From an optimization exercise on the open Yosys and OpenROAD flow, aimed at small area, a short achievable clock period and few clock cycles; shortcuts taken in it are not production practice. Function was checked by simulation only, so behaviour that the tests miss may differ from the original.

$ cat flow/run.sh
#!/bin/bash
# synth_recipe.tcl (not shown) runs the flow's synth.tcl, then flattens the netlist and writes it again
# the make line also repeats each setting of config.mk as NAME=value (left out here)
make -C /OpenROAD-flow-scripts/flow DESIGN_CONFIG=/design/flow/config.mk WORK_HOME=/design/flow/orfs CLKGATE_MAP_FILE= SYNTH_SCRIPT=/design/flow/synth_recipe.tcl finish
$ cat flow/design.v
module cpu #(  
	parameter ADDR_W = 12,
	parameter INST_W = 32,
	parameter DATA_W = 11
)(
    input                   i_clk,
    input                   i_rst_n,
    input                   i_i_valid_inst,  
    input  [ INST_W-1 : 0 ] i_i_inst,        
    input                   i_d_valid_data,  
    input  [ DATA_W-1 : 0 ] i_d_data,        
    output                  o_i_valid_addr,  
    output [ ADDR_W-1 : 0 ] o_i_addr,        
    output [ DATA_W-1 : 0 ] o_d_w_data,      
    output [ ADDR_W-1 : 0 ] o_d_w_addr,      
    output [ ADDR_W-1 : 0 ] o_d_r_addr,      
    output                  o_d_MemRead,     
    output                  o_d_MemWrite,    
    output                  o_finish
);
localparam ALU_ADD = 3'd0, ALU_SUB = 3'd1, ALU_XOR = 3'd2, ALU_OR = 3'd3,
           ALU_AND = 3'd4, ALU_SLL = 3'd5, ALU_SRL = 3'd6;
integer i;
reg  [ADDR_W-1:0] pc_r;
reg               o_i_valid_addr_r;
reg               branch_r;           
reg               stall_r;            
reg  [INST_W-1:0] hold_inst_r;
reg               done_r, done2_r, o_finish_r;
reg               rd_write_id_r, mem_read_id_r, mem_write_id_r, alu_src_id_r;
reg  [2:0]        alu_ctr_r;
reg  [4:0]        rs1_id_r, rs2_id_r, rd_id_r;
reg  [DATA_W-1:0] rs1_value_r, rs2_value_r;
reg  [ADDR_W-1:0] imm_r;
reg               rd_write_ex_r, mem_read_ex_r;
reg  [4:0]        rd_ex_r;
reg  [DATA_W-1:0] alu_out_r;
reg  [ADDR_W-1:0] o_d_addr_r;
reg  [DATA_W-1:0] o_d_data_r;
reg               o_d_MemRead_r, o_d_MemWrite_r;
reg               rd_write_mem_r, mem_read_mem_r;
reg  [4:0]        rd_mem_r;
reg  [DATA_W-1:0] alu_out_mem_r;
reg  [DATA_W-1:0] reg_file_r [1:31];
assign o_i_valid_addr = o_i_valid_addr_r;
assign o_i_addr       = pc_r;
assign o_d_w_addr     = o_d_addr_r;
assign o_d_r_addr     = o_d_addr_r;
assign o_d_w_data     = o_d_data_r;
assign o_d_MemRead    = o_d_MemRead_r;
assign o_d_MemWrite   = o_d_MemWrite_r;
assign o_finish       = o_finish_r;
wire [DATA_W-1:0] write_back_data = mem_read_mem_r ? i_d_data : alu_out_mem_r;
wire [INST_W-1:0] inst     = stall_r ? hold_inst_r : i_i_inst;
wire              id_valid = (stall_r | (i_i_valid_inst & ~branch_r)) & ~done_r;
wire [6:0] opcode = inst[6:0];
wire [4:0] rd     = inst[11:7];
wire [2:0] func_3 = inst[14:12];
wire [4:0] rs1    = inst[19:15];
wire [4:0] rs2    = inst[24:20];
wire [6:0] func_7 = inst[31:25];
wire [ADDR_W-1:0] imm_i = inst[31:20];
wire [ADDR_W-1:0] imm_s = {inst[31:25], inst[11:7]};
wire [ADDR_W-1:0] bta   = {inst[7], inst[30:25], inst[11:8], 1'b0};
wire op_ld  = (opcode == 7'b0000011);
wire op_sd  = (opcode == 7'b0100011);
wire op_br  = (opcode == 7'b1100011) && (func_3[2:1] == 2'b00);
wire op_imm = (opcode == 7'b0010011) && (func_3 != 3'b010) && (func_3 != 3'b011);
wire op_r   = (opcode == 7'b0110011) &&
              ((func_7 == 7'b0100000) ||
               ((func_7 == 7'b0000000) && (func_3 != 3'b001) && (func_3 != 3'b010) &&
                (func_3 != 3'b011) && (func_3 != 3'b101)));
wire op_eof = &inst;
wire use_rs1 = op_ld | op_sd | op_br | op_imm | op_r;
wire use_rs2 = op_sd | op_br | op_r;
wire wr_rd   = (op_ld | op_imm | op_r) && (rd != 5'd0);
reg [2:0] alu_ctr_w;
always @(*) begin
    alu_ctr_w = ALU_ADD;
    if (op_r && func_7[5]) alu_ctr_w = ALU_SUB;
    else if (op_r || op_imm) begin
        case (func_3)
            3'b100:  alu_ctr_w = ALU_XOR;
            3'b110:  alu_ctr_w = ALU_OR;
            3'b111:  alu_ctr_w = ALU_AND;
            3'b001:  alu_ctr_w = ALU_SLL;
            3'b101:  alu_ctr_w = ALU_SRL;
            default: alu_ctr_w = ALU_ADD;
        endcase
    end
end
reg [DATA_W-1:0] rs1_value, rs2_value;
always @(*) begin
    if (rs1 == 5'd0)                               rs1_value = 0;
    else if (rd_write_ex_r && !mem_read_ex_r && rd_ex_r == rs1) rs1_value = alu_out_r;
    else if (rd_write_mem_r && rd_mem_r == rs1)    rs1_value = write_back_data;
    else                                           rs1_value = reg_file_r[rs1];
    if (rs2 == 5'd0)                               rs2_value = 0;
    else if (rd_write_ex_r && !mem_read_ex_r && rd_ex_r == rs2) rs2_value = alu_out_r;
    else if (rd_write_mem_r && rd_mem_r == rs2)    rs2_value = write_back_data;
    else                                           rs2_value = reg_file_r[rs2];
end
wire hit_id1  = use_rs1 && (rs1 != 5'd0) && (rs1 == rd_id_r);
wire hit_id2  = use_rs2 && (rs2 != 5'd0) && (rs2 == rd_id_r);
wire hit_ex1  = use_rs1 && (rs1 != 5'd0) && (rs1 == rd_ex_r);
wire hit_ex2  = use_rs2 && (rs2 != 5'd0) && (rs2 == rd_ex_r);
wire stall_w  = id_valid && (
                  (rd_write_id_r && mem_read_id_r && (hit_id1 || hit_id2)) ||       
                  (op_br && rd_write_id_r && (hit_id1 || hit_id2)) ||               
                  (op_br && rd_write_ex_r && mem_read_ex_r && (hit_ex1 || hit_ex2)));  
wire issue    = id_valid && !stall_w;
wire br_taken = issue && op_br && ((rs1_value == rs2_value) ^ func_3[0]);
wire [ADDR_W-1:0] id_pc = pc_r - 4;
reg [DATA_W-1:0] alu_in_1, alu_in_2;
always @(*) begin
    if (rd_write_ex_r && rd_ex_r == rs1_id_r)         alu_in_1 = alu_out_r;
    else if (rd_write_mem_r && rd_mem_r == rs1_id_r)  alu_in_1 = write_back_data;
    else                                              alu_in_1 = rs1_value_r;
    if (rd_write_ex_r && rd_ex_r == rs2_id_r)         alu_in_2 = alu_out_r;
    else if (rd_write_mem_r && rd_mem_r == rs2_id_r)  alu_in_2 = write_back_data;
    else                                              alu_in_2 = rs2_value_r;
end
wire [ADDR_W-1:0] opb  = alu_src_id_r ? imm_r : {alu_in_2[DATA_W-1], alu_in_2};
wire [ADDR_W-1:0] sum  = {alu_in_1[DATA_W-1], alu_in_1} + opb;
reg  [DATA_W-1:0] alu_out_w;
always @(*) begin
    case (alu_ctr_r)
        ALU_SUB: alu_out_w = alu_in_1 - alu_in_2;
        ALU_XOR: alu_out_w = alu_in_1 ^ opb[DATA_W-1:0];
        ALU_OR:  alu_out_w = alu_in_1 | opb[DATA_W-1:0];
        ALU_AND: alu_out_w = alu_in_1 & opb[DATA_W-1:0];
        ALU_SLL: alu_out_w = alu_in_1 << opb[4:0];
        ALU_SRL: alu_out_w = alu_in_1 >> opb[4:0];
        default: alu_out_w = sum[DATA_W-1:0];
    endcase
end
always @(posedge i_clk or negedge i_rst_n) begin
    if (~i_rst_n) begin
        pc_r             <= 0;
        o_i_valid_addr_r <= 0;
        branch_r         <= 0;
        stall_r          <= 0;
        hold_inst_r      <= 0;
        done_r           <= 0;
        done2_r          <= 0;
        o_finish_r       <= 0;
        rd_write_id_r    <= 0;
        mem_read_id_r    <= 0;
        mem_write_id_r   <= 0;
        alu_src_id_r     <= 0;
        alu_ctr_r        <= 0;
        rs1_id_r         <= 0;
        rs2_id_r         <= 0;
        rd_id_r          <= 0;
        rs1_value_r      <= 0;
        rs2_value_r      <= 0;
        imm_r            <= 0;
        rd_write_ex_r    <= 0;
        mem_read_ex_r    <= 0;
        rd_ex_r          <= 0;
        alu_out_r        <= 0;
        o_d_addr_r       <= 0;
        o_d_data_r       <= 0;
        o_d_MemRead_r    <= 0;
        o_d_MemWrite_r   <= 0;
        rd_write_mem_r   <= 0;
        mem_read_mem_r   <= 0;
        rd_mem_r         <= 0;
        alu_out_mem_r    <= 0;
        for (i = 1; i < 32; i = i + 1)
            reg_file_r[i] <= 0;
    end else begin
        o_i_valid_addr_r <= 1'b1;
        if (br_taken)
            pc_r <= id_pc + bta;
        else if (o_i_valid_addr_r && !stall_w)
            pc_r <= pc_r + 4;
        branch_r    <= br_taken;
        stall_r     <= stall_w;
        hold_inst_r <= inst;
        if (issue && op_eof) done_r <= 1'b1;
        done2_r    <= done_r;
        o_finish_r <= done2_r;
        rd_write_id_r  <= issue && wr_rd;
        mem_read_id_r  <= issue && op_ld;
        mem_write_id_r <= issue && op_sd;
        alu_src_id_r   <= !op_r;
        alu_ctr_r      <= alu_ctr_w;
        rs1_id_r       <= use_rs1 ? rs1 : 5'd0;
        rs2_id_r       <= use_rs2 ? rs2 : 5'd0;
        rd_id_r        <= wr_rd ? rd : 5'd0;
        rs1_value_r    <= rs1_value;
        rs2_value_r    <= rs2_value;
        imm_r          <= op_sd ? imm_s : imm_i;
        rd_write_ex_r  <= rd_write_id_r;
        mem_read_ex_r  <= mem_read_id_r;
        rd_ex_r        <= rd_id_r;
        alu_out_r      <= alu_out_w;
        o_d_addr_r     <= sum;
        o_d_data_r     <= alu_in_2;
        o_d_MemRead_r  <= mem_read_id_r;
        o_d_MemWrite_r <= mem_write_id_r;
        rd_write_mem_r <= rd_write_ex_r;
        mem_read_mem_r <= mem_read_ex_r;
        rd_mem_r       <= rd_ex_r;
        alu_out_mem_r  <= alu_out_r;
        if (rd_write_mem_r)
            reg_file_r[rd_mem_r] <= write_back_data;
    end
end
endmodule
$ cat flow/constraint.sdc
create_clock -name core_clock -period 10.0 [get_ports {i_clk}]
set_input_delay 2.0000 -clock core_clock [delete_from_list [all_inputs] [get_ports {i_clk}]]
set_output_delay 2.0000 -clock core_clock [all_outputs]
set_load 0.01 [all_outputs]
$ cat flow/config.mk
export PLATFORM = sky130hd
export DESIGN_NAME = cpu
export DESIGN_NICKNAME = cpu
export VERILOG_FILES = /design/flow/design.v
export SDC_FILE = /design/flow/constraint.sdc
export NUM_CORES = 4
export LEC_CHECK = 0
export CAP_MARGIN = 20
export CORE_MARGIN = 2
export CORE_UTILIZATION = 40
export SLEW_MARGIN = 20
Figure 1. The metal 3 layer.
Scale: 2 px per micron.
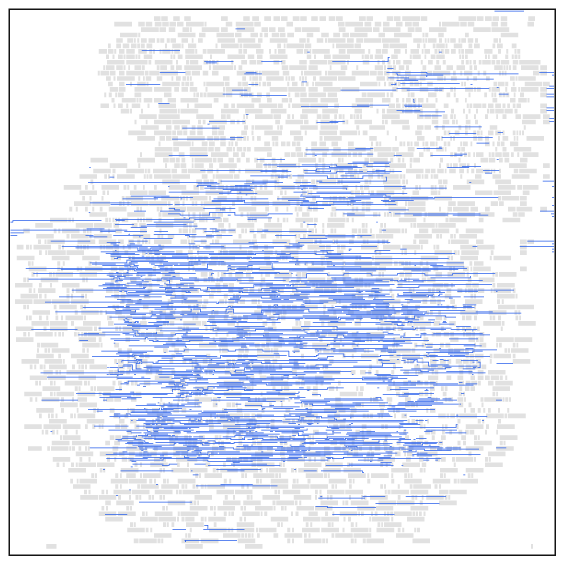
wire length on this layer: 18800 microns
longest straight run: 120 microns
share of all routed wire: 14%

Figure 2. Congestion heat map.
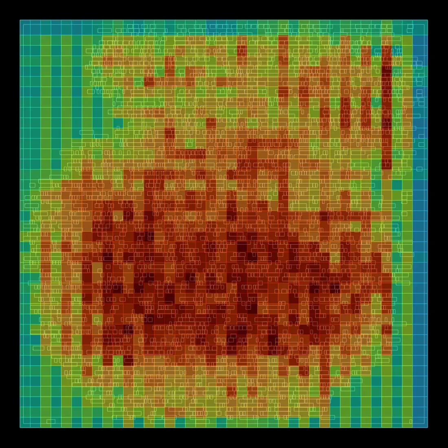
Finished Core Util: 46.1%
global-route met2 utilization: 48.7%
met3 GRT Util: 14.4%

Figure 3. Worst path highlighted.
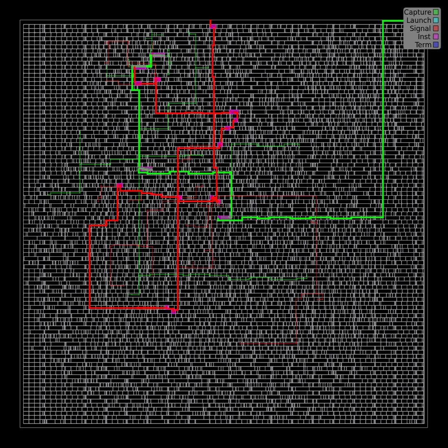
Sum Neg Setup Slack: 0 ns
Final Non-Filler Cells: 4256
min setup slack post-route: 2.27 ns
post-layout min period: 7.73 ns

==> results.toml <==
[pwr]
clkPwrFrac_pct = 36.7
p_per_area_nw_per_um2 = 184
powerSeq_mw = 2.25
irDropWorstVdd_v = 0.000146
p_total_mw = 6.06
p_clk_mw = 2.23
seqPwrFrac_pct = 37.2
switching_share_pct = 34.0

[global_route]
top_usage_layer = "met1"
antenna_found_initial = 9
grt_pass1_wl_mm = 193
grt_usage_pct = 36.1

[floorplanning]
initial_utilization_pct = 40.3
tap_cells = 950
die-area_sq_um = 74100

[synth]
synthXorXnorAreaFrac_pct = 2.83
synth-edff-count = 0
synth_common_cells = "dfrtp_1, nand2_1, nor2_1"
synthSimpleGateAreaFrac_pct = 16.9
muxShareOfSynthArea_pct = 4.22
synth_top_family_by_area = "compound AO/OA/AOI/OAI gates"

[sta]
rsz0062_at_grt = "false"
setup-violations-final = 0
fin_skew_ns = 0.0388
fin_crit_sh_pct = 77.3

[route]
firstDrtPassIters = 10
avgRoutedWirePerCell_microns = 32.1
detail-route-antenna-nets = 0

[cells_and_area]
final_cell_mix = "dfrtp_1, nand2_1, nor2_1"
top_area_cell_class = "multi-input combinational cells"
multi_input_area_share_pct = 45.5
nFlopsAndLatches = 499
buf_share_pct = 5.67
largest_register_ff_count = 341
nNonClkInverters = 112
clk_share_pct = 5.97
multi_input_comb_cells = 2372
n_all_buffers = 212
drive_above_1_share_pct = 10.1
seq_share_pct = 37.9
seqCellArea_sq_um = 12500
final_area_sq_um = 32900

[worst_setup_path]
cp_cell_sequence = "clkdlybuf4s50_1, or3_1, nand2_1, buf_4, a222oi_1, o21ai_0, or4_1, a21oi_2, xnor2_1, or2_2, o41ai_2, and3_4, mux2_1"
arrival_ns = 8.24
crit_end = "pc_r[1]"
crit_start = "i_i_inst[17]"

[worst_hold_path]
hp-class = "flop to flop"

[status]
status = "finished clean"

[placed_design]
place.gp.congestion = 1.12

[cts]
clock_path_buffers = 3
cts_tree = "built"
cts_hold_buffers = 0
Testbench counts, summed over its fixed seeds: cycles 47,527.

[afterwards: timing with drivers on the ports]
The flow's constraints put no driver on any port. The routed layout listed below was extracted and timed again, unchanged, in two steps.
Step 1: set_driving_cell puts a clkbuf_16 on i_clk and a buf_2 on each other input, an assumption about the parent block.
Step 2 moves the port delays by t, midway between the first and last clock arrival at a register: inputs arrive t later, outputs are due t later. That takes back most of the time a late clock gives input paths.
a / b / c = ideal / step 1 / step 2; a / b = the first two.
t, ns: 0.716
setup slack, ns: 2.270 / 2.318 / 1.603
clock arrival spread, ns: 0.039 / 0.039
After both steps setup and hold are still met in this run. The setup slack of this run moves by +0.048 ns with the drivers and by -0.667 ns with both steps.
